Source: an optimization exercise on an open RTL-to-GDS flow (aim: small area). Production flows keep margins and buffers that such runs may drop.
Function was checked by simulation only, so behaviour that the tests miss may differ from the original.
Some runs may be left out. An edit can pass the tests and still lose a function that they never use.

### Metal 4, run 1

Scale: 1.5 px per µm.
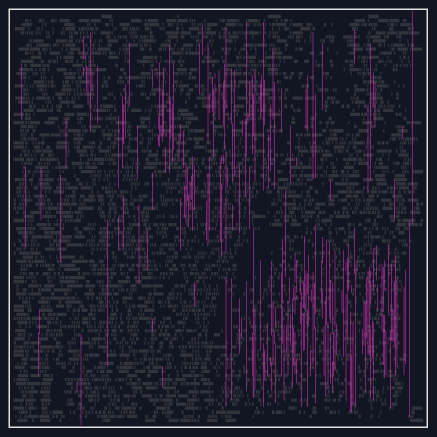
### Cell classes on the final placement, run 1

Scale: 1.5 px per µm.
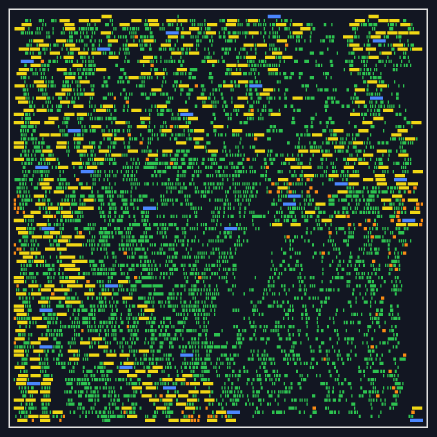
### Routing view, run 1

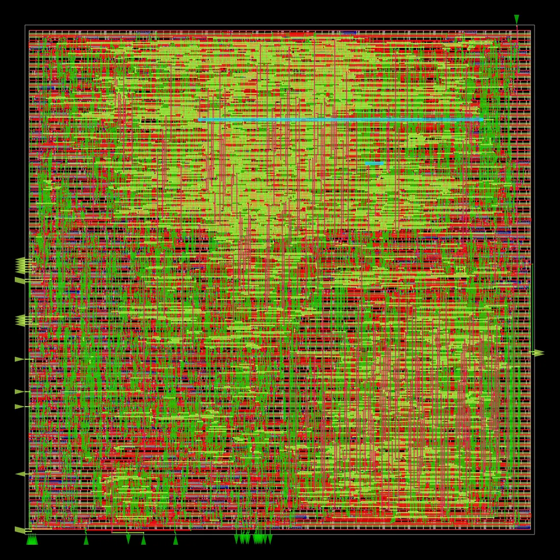
### Placement view, run 1

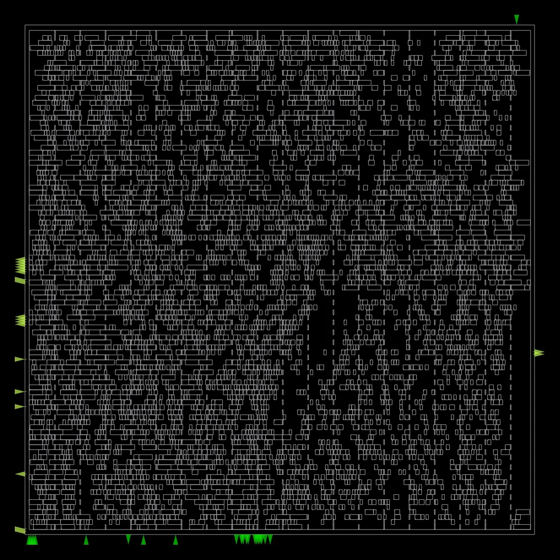
## flow/design.v in outline (module list and top-level ports)
// module top: 12051 lines
module top(clk, reset, SW, btn, btn_x, vga_hs, vga_vs, vga_red, vga_green, vga_blue, AN, SEGMENT, buzzer);
  // ...
==> flow/flow/run.sh <==
#!/bin/bash
set -euo pipefail
export CTS_ARGS="-sink_clustering_enable -repair_clock_nets -dont_use_dummy_load -sink_clustering_size 20 -sink_clustering_max_diameter 100"
export BUFFER_PORTS_ARGS="-buffer_cell sky130_fd_sc_hd__buf_2"
bash standard.sh > standard_flow.log 2>&1
==> flow/standard.sh <==
#!/bin/bash
# synth_recipe.tcl (not shown) runs the flow's synth.tcl, then flattens the netlist and writes it again
# the make line also repeats each setting of config.mk as NAME=value (left out here)
make -C /OpenROAD-flow-scripts/flow DESIGN_CONFIG=/design/flow/config.mk WORK_HOME=/design/flow/orfs CLKGATE_MAP_FILE= SYNTH_SCRIPT=/design/flow/synth_recipe.tcl "${@:-finish}"
==> flow/config.mk <==
export PLATFORM = sky130hd
export DESIGN_NAME = top
export DESIGN_NICKNAME = top
export VERILOG_FILES = /design/flow/design.v
export SDC_FILE = /design/flow/constraint.sdc
export NUM_CORES = 4
export LEC_CHECK = 0
export ABC_AREA = 1
export CAP_MARGIN = 40
export CORE_MARGIN = 2
export CORE_UTILIZATION = 40
export PLACE_DENSITY = 0.55
export SLEW_MARGIN = 30
export SYNTH_MEMORY_MAX_BITS = 8192
==> flow/constraint.sdc <==
create_clock -name core_clock -period 20.0 [get_ports {clk}]
set_input_delay 4.0000 -clock core_clock [delete_from_list [all_inputs] [get_ports {clk}]]
set_output_delay 4.0000 -clock core_clock [all_outputs]
set_load 0.01 [all_outputs]
==> summary.txt, run 1 <==
Setup path
  • Worst Path Buf+Inv: 13
  • Crit path kind: primary input to flip-flop
  • Crit path arrival time: 13490 ps
  • Cell family with most CP delay: simple AND/OR/NAND/NOR gates
  • Startpoint Class: primary input
  • Most frequent cell on the critical path: nand2_1

Logic synthesis
  • Commonest cells in the netlist: 1263 x nand2_1, 726 x inv_1, 540 x nor2_1
  • Ys async rst share: 0
  • Number of distinct library cells after synthesis: 76
  • Syn Inst Count: 4869
  • Count leader, synth: nand2_1
  • Share of the synthesized area in the top cell type: 0.241
  • Ys flop type: dfxtp_1

Clocking
  • Clock transition at path regs: 90 ps
  • CTS tree: done
  • Post-CTS Setup Bufs: 0
  • H-tree depth: 1
  • Clock sink count: 373

Route
  • WL per Instance: slightly below 30 µm

Die
  • Die height: 278 µm
  • Die area: 77100 µm²

Timing
  • Setup tns final: 0 ps
  • Tmin final: 12940 ps
  • Final Hold Vio Count: 0
  • Max Freq: 0.0773 GHz
  • Actual slew at the worst max-slew pin: 1080 ps

Global route
  • First-pass GRT wire length: 240000 µm
  • Vias in the first global route: ~34000

Placement
  • Number of port buffers: 34
  • DP Worst Slack: 6750 ps

Status
  • Status: finished clean

Final layout
  • Fin cells: 5874
-- 'Metal 4' (at the start) --
- wire length on this layer: 8460 µm
- longest straight run: 142 µm
- nets with wire on the layer: 182
Vias: 37500
final wirelength: 170000 µm

-- 'Cell classes on the final placement' (at the start) --
- yellow: flops (cells 373; share of their area 25%)
- green: combinational and other logic (cells 4387; share of their area 71%)
- orange: other buffers and delay cells (cells 111; share of their area 2.4%)
- blue: clock drivers (cells 28; share of their area 2.3%)

-- 'Routing view' (at the start) --
Met1 Routed Length: 68900 µm
routed length on met2: 66400 µm
GR Util All Layers: 0.424

-- 'Placement view' (at the start) --
Well Taps: 969
row count: 100
sequential cells: 373
core box area: 74300 µm²

## run 1: worst register-to-register path, delay by kind of cell (launching register included)
kind                       cells  cell delay [ps]
AOI/OAI and AO/OA              4              760
adders and majority gates      4             1080
buffers and inverters         12             1700
DFF                            1              450
and+or+nand+nor               36             6030
## run 1: cells by family after synthesis
| kind of cell | after synthesis | share of synthesized area |
|---|---|---|
| fa+ha+maj | 99 | 0.0423 |
| other cells | 2 | 0.000251 |
| simple gates | 2412 | 0.347 |
| xor+xnor | 31 | 0.00906 |
| mux | 3 | 0.00100 |
| flops | 373 | 0.253 |
| compound gates | 1056 | 0.233 |
| buf+inv | 893 | 0.114 |
## run 1: routing by layer
metal  up-vias  GRT usage  wire length, µm
li1      16500          -                -
met4         4      0.165             8460
met2      2779      0.592            66400
met5         -          0              161
met1     17700      0.563            68900
met3       497      0.192            26400
## run 1: layout make-up
cell class | instances | area, µm²
flip-flops and latches | 373 | 7590
inverters | 784 | 2940
clock buffers | 28 | 701
diodes | 6 | 15.0
multi-input cells | 3603 | 19000
repair buffers | 111 | 734
well taps | 969 | 1210
fillers | 8212 | 42200
### Metal 1, run 1

Scale: 1.5 px per µm.
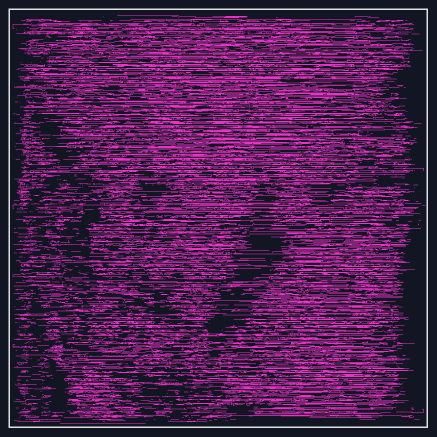

==> run 2, diff against run 1 <==
==> flow/flow/run.sh (replaced) <==
#!/bin/bash
set -euo pipefail
export CTS_ARGS="-sink_clustering_enable -repair_clock_nets -dont_use_dummy_load -sink_clustering_size 22 -sink_clustering_max_diameter 90"
export BUFFER_PORTS_ARGS="-buffer_cell sky130_fd_sc_hd__buf_2"
bash standard.sh > standard_flow.log 2>&1
--- a/flow/config.mk
+++ b/flow/config.mk
@@ -10,4 +10,4 @@
 export CORE_MARGIN = 2
-export CORE_UTILIZATION = 40
-export PLACE_DENSITY = 0.55
+export CORE_UTILIZATION = 45
+export PLACE_DENSITY = 0.6
 export SLEW_MARGIN = 30
### Metal 1, run 2

Scale: 1.5 px per µm.
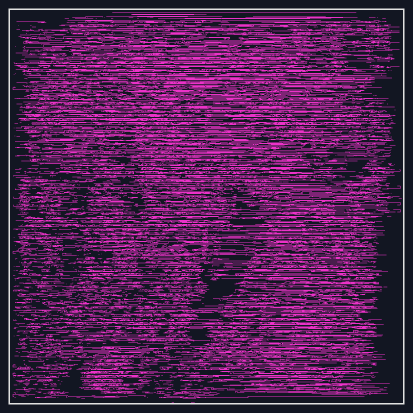
- share of all routed wire: 39%
- main direction: horizontal

==> run 2 against run 1 <==
- core utilization rose by 5.3 points
- maximum frequency fell by 0.25%
- synthesized area did not move
- clock skew rose by 59 ps
- largest cell class unchanged
- global-route usage rose by 4.9 points
- highest routed layer unchanged
- synthesized cell count did not move
==> summary.txt, run 2 <==
Clocking
  • Post-CTS Setup Bufs: 0 (unchanged)
  • CTS tree: done (unchanged)
  • Clock sink count: 373 (unchanged)
  • H-tree depth: 1 (unchanged)
  • Clock transition at path regs: 90 ps (about the same)

Route
  • WL per Instance: 29.1 µm (was 29.0 µm)
  • Vias: 38400 (was 37500)

Placement
  • DP Worst Slack: 6820 ps (was 6750 ps)
  • Number of port buffers: 34 (unchanged)

Timing
  • Setup tns final: 0 ps (unchanged)
  • Tmin final: 12980 ps (was 12940 ps)
  • Actual slew at the worst max-slew pin: 1190 ps (was 1080 ps)
  • Max Freq: 0.0771 GHz (was 0.0773 GHz)

Die
  • Core box area: 65900 µm² (was 74300 µm²)
  • Die height: 262 µm (was 278 µm)
  • Die area: 68700 µm² (was 77100 µm²)

Setup path
  • Worst Path Buf+Inv: 14 (was 13)
  • Crit path kind: primary input to flip-flop (unchanged)
  • Most frequent cell on the critical path: nand2_1 (unchanged)
  • Startpoint Class: primary input (unchanged)
  • Crit path arrival time: 13440 ps (was 13490 ps)

Logic synthesis
  • Syn Inst Count: 4869 (unchanged)
  • Commonest cells in the netlist: 1263 x nand2_1, 726 x inv_1, 540 x nor2_1 (unchanged)
  • Number of distinct library cells after synthesis: 76 (unchanged)
  • Ys async rst share: 0 (unchanged)

Status
  • Status: finished clean (unchanged)

Final layout
  • Area occupied by multi-input gates: 19000 µm² (about the same)
  • Sequential cell area: 7590 µm² (unchanged)

Global route
  • GR Util All Layers: 0.473 (was 0.424)
  • First-pass GRT wire length: 237000 µm (was 240000 µm)
### Placement view, run 2

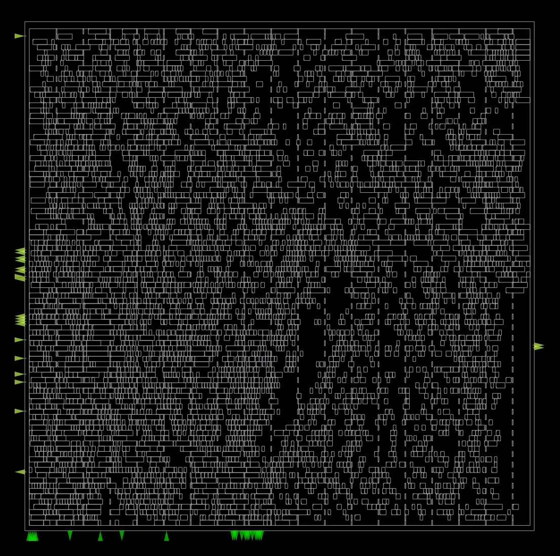
fin cells: 5767
row count: 94
FILL cells: 7072
Core Util, Final: 0.485
Seq area share: 0.237

## run 2: kinds of logic (layout without fill, tap and decap cells)
logic type	count (synthesis)	count (layout)	synth area share
compound gates	1056	1056	0.233
xor+xnor	31	31	0.00906
fa+ha+maj	99	99	0.0423
buf+inv	893	916	0.114
flops	373	373	0.253
mux	3	3	0.00100
other cells	2	13	0.000251
simple gates	2412	2412	0.347
## run 2: per-layer routing
metal  vias up  global-route usage  wire [µm]
met4        20               0.208       9960
met3       727               0.238      29000
met2      3315               0.640      63100
met5         -              0.0146        460
met1     17800               0.620      65500
li1      16500                   -          -
## run 2: tightest hold or removal path, delay by kind of cell, from the launching register on
kind | cells | cell delay, ps
DFF | 1 | 320
buffers and inverters | 1 | 50
and+or+nand+nor | 1 | 40
## run 2: final cells by class
class	count	share of cell area
diodes	11	0.000861
clock buffers	28	0.0219
inverters	784	0.0920
multi-input cells	3603	0.593
flip-flops and latches	373	0.237
well taps	864	0.0338
repair buffers	104	0.0211
### Routing view, run 2

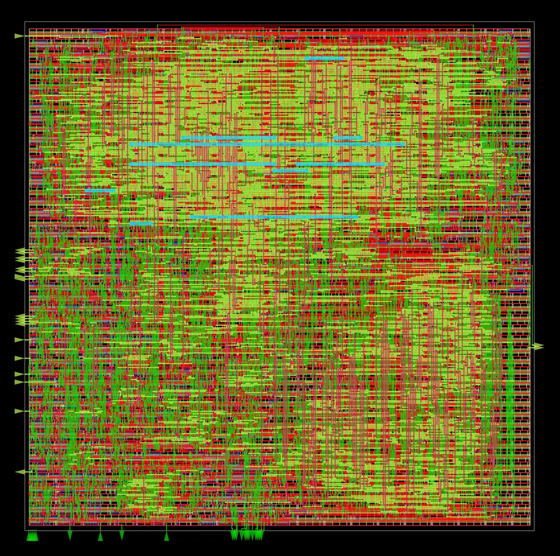

==> run 3: too many edits to list; what changed since run 2 <==
flow/design.v: 12051 -> 12349 lines; modules unchanged: 0
  top: edited, 12051 -> 12349 lines
==> flow/flow/run.sh (replaced) <==
#!/bin/bash
set -euo pipefail
export CTS_ARGS="-sink_clustering_enable -repair_clock_nets -dont_use_dummy_load -sink_clustering_size 20 -sink_clustering_max_diameter 100"
export BUFFER_PORTS_ARGS="-buffer_cell sky130_fd_sc_hd__buf_2"
bash standard.sh > standard_flow.log 2>&1
--- a/flow/config.mk
+++ b/flow/config.mk
@@ -9,6 +9,6 @@
 export CAP_MARGIN = 40
 export CORE_MARGIN = 2
-export CORE_UTILIZATION = 45
-export PLACE_DENSITY = 0.6
+export CORE_UTILIZATION = 40
+export PLACE_DENSITY = 0.55
 export SLEW_MARGIN = 30
 export SYNTH_MEMORY_MAX_BITS = 8192
### Routing view, run 3

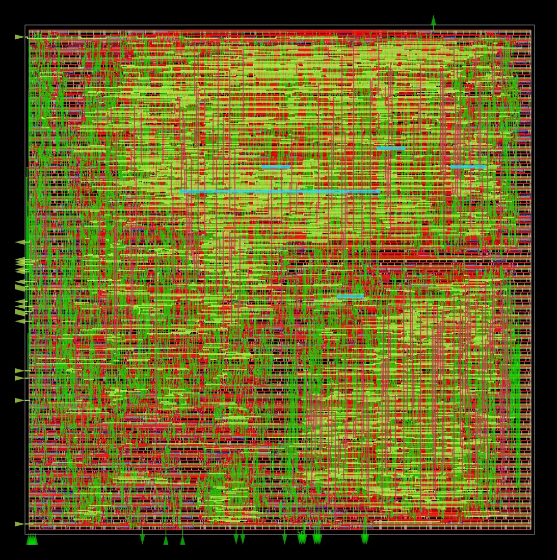
metal3 WL: 26400 µm
routed length on met2: 69200 µm
Vias: 38400
GR Util All Layers: 0.436

==> run 3 against run 2 <==
- synthesized cell count up 1.5%
- flip-flop and latch count down 9
- synthesized area up 1.9%
- register-to-register slack better by 240 ps
- core utilization down 5.6 points
- cell area up 1.8%
- count of clock-buffer cells in the layout down 2
- still clean on timing, DRC and antenna
- wire length up 5.6%
- clock skew down 30 ps
==> summary.txt, run 3 <==
Status
  • Status: finished clean (unchanged)

Logic synthesis
  • Compound-Gate Fraction of Synth Area: 0.263 (was 0.233)
  • Ys flop type: dfxtp_1 (unchanged)
  • Count leader, synth: nand2_1 (unchanged)

Route
  • WL per Instance: 29.9 µm (was 29.1 µm)
  • Final wirelength: 177000 µm (was 168000 µm)

Final layout
  • Clock buffers and inverters, area share: 0.0200 (was 0.0219)
  • Fin cells: 5928 (was 5767)
  • FILL cells: 8341 (was 7072)
  • ANT cells: 2 (was 11)
  • Area occupied by multi-input gates: 19500 µm² (was 19000 µm²)
  • Clock buf count: 26 (was 28)

Die
  • Die area: 78600 µm² (was 68700 µm²)

Placement
  • Number of port buffers: 34 (unchanged)

Clocking
  • H-tree depth: 1 (unchanged)
  • Clock sink count: 364 (was 373)
  • CTS tree: done (unchanged)

Timing
  • Tmin final: 12570 ps (was 12980 ps)
  • Final Hold Vio Count: 0 (unchanged)
  • Setup tns final: 0 ps (unchanged)

Setup path
  • Startpoint Class: primary input (unchanged)
  • Crit path arrival time: 13050 ps (was 13440 ps)
### Cell classes on the final placement, run 3

Scale: 1.5 px per µm.
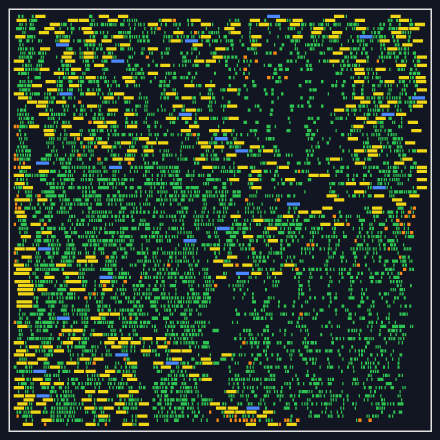
- orange: other buffers and delay cells (cells 102; share of their area 2.1%)
- green: combinational and other logic (cells 4456; share of their area 72%)
- blue: clock drivers (cells 26; share of their area 2.1%)
- yellow: flops (cells 364; share of their area 24%)
post-route cell area: 32500 µm²
core box area: 75800 µm²

==> run 3: cell count changes after synthesis, sizes merged, moves of 20 or more <==
| cell | before | now |
|---|---|---|
| a22oi | 7 | 32 |
| ha | 94 | 118 |
| o211ai | 151 | 118 |
| a21oi | 197 | 252 |
| inv | 761 | 789 |
| nand2 | 1314 | 1168 |
| nand3 | 238 | 218 |
| o21ai | 288 | 446 |
==> run 3: kinds of logic (layout without fill, tap and decap cells) <==
kind of cell / Yosys count / after routing
compound gates: 1251 / 1251
other cells: 2 / 4
buf+inv: 939 / 946
simple gates: 2241 / 2241
xor+xnor: 24 / 24
flops: 364 / 364
fa+ha+maj: 120 / 120
==> run 3: critical path, delay by kind of cell <==
family / cells / cell delay (ps)
AND/OR/NAND/NOR: 33 / 4550
AO/OA/AOI/OAI: 8 / 1760
buffers and inverters: 12 / 1490
adder cells (fa/ha/maj): 5 / 1230
==> run 3: per-layer routing <==
metal	up-vias	routed length (µm)	track usage
met5	-	166	0.0106
met4	10	8380	0.164
met1	18100	73300	0.604
met2	2972	69200	0.609
met3	507	26400	0.160
li1	16800	-	-

-- afterwards: timing with drivers on the ports --
The results above use ideal ports. As a check the final layouts listed here were re-extracted and re-timed, cells and wires unchanged. Step 1 sets driving cells, clkbuf_16 on the clock port and buf_2 on the other inputs (assumed; they add their load-dependent delay and slew). Step 2 moves the port delays by t, midway between the first and last clock arrival at a register: inputs arrive t later, outputs are due t later. That takes back most of the time a late clock gives input paths. Slacks: ideal / step 1 / step 2; pairs: ideal / step 1.
run | shift t [ns] | setup slack, ns | worst hold slack (ns)
run 1 | 0.676 | 7.056 / 7.060 / 6.384 | 0.404 / 0.404 / 0.404
run 2 | 0.674 | 7.024 / 7.068 / 6.393 | 0.439 / 0.439 / 0.439
run 3 | 0.673 | 7.435 / 7.468 / 6.795 | 0.408 / 0.408 / 0.408
After both steps setup and hold are still met in every run listed. The setup slack of run 1, which loses most, moves by +0.004 ns with the drivers and by -0.672 ns with both steps.
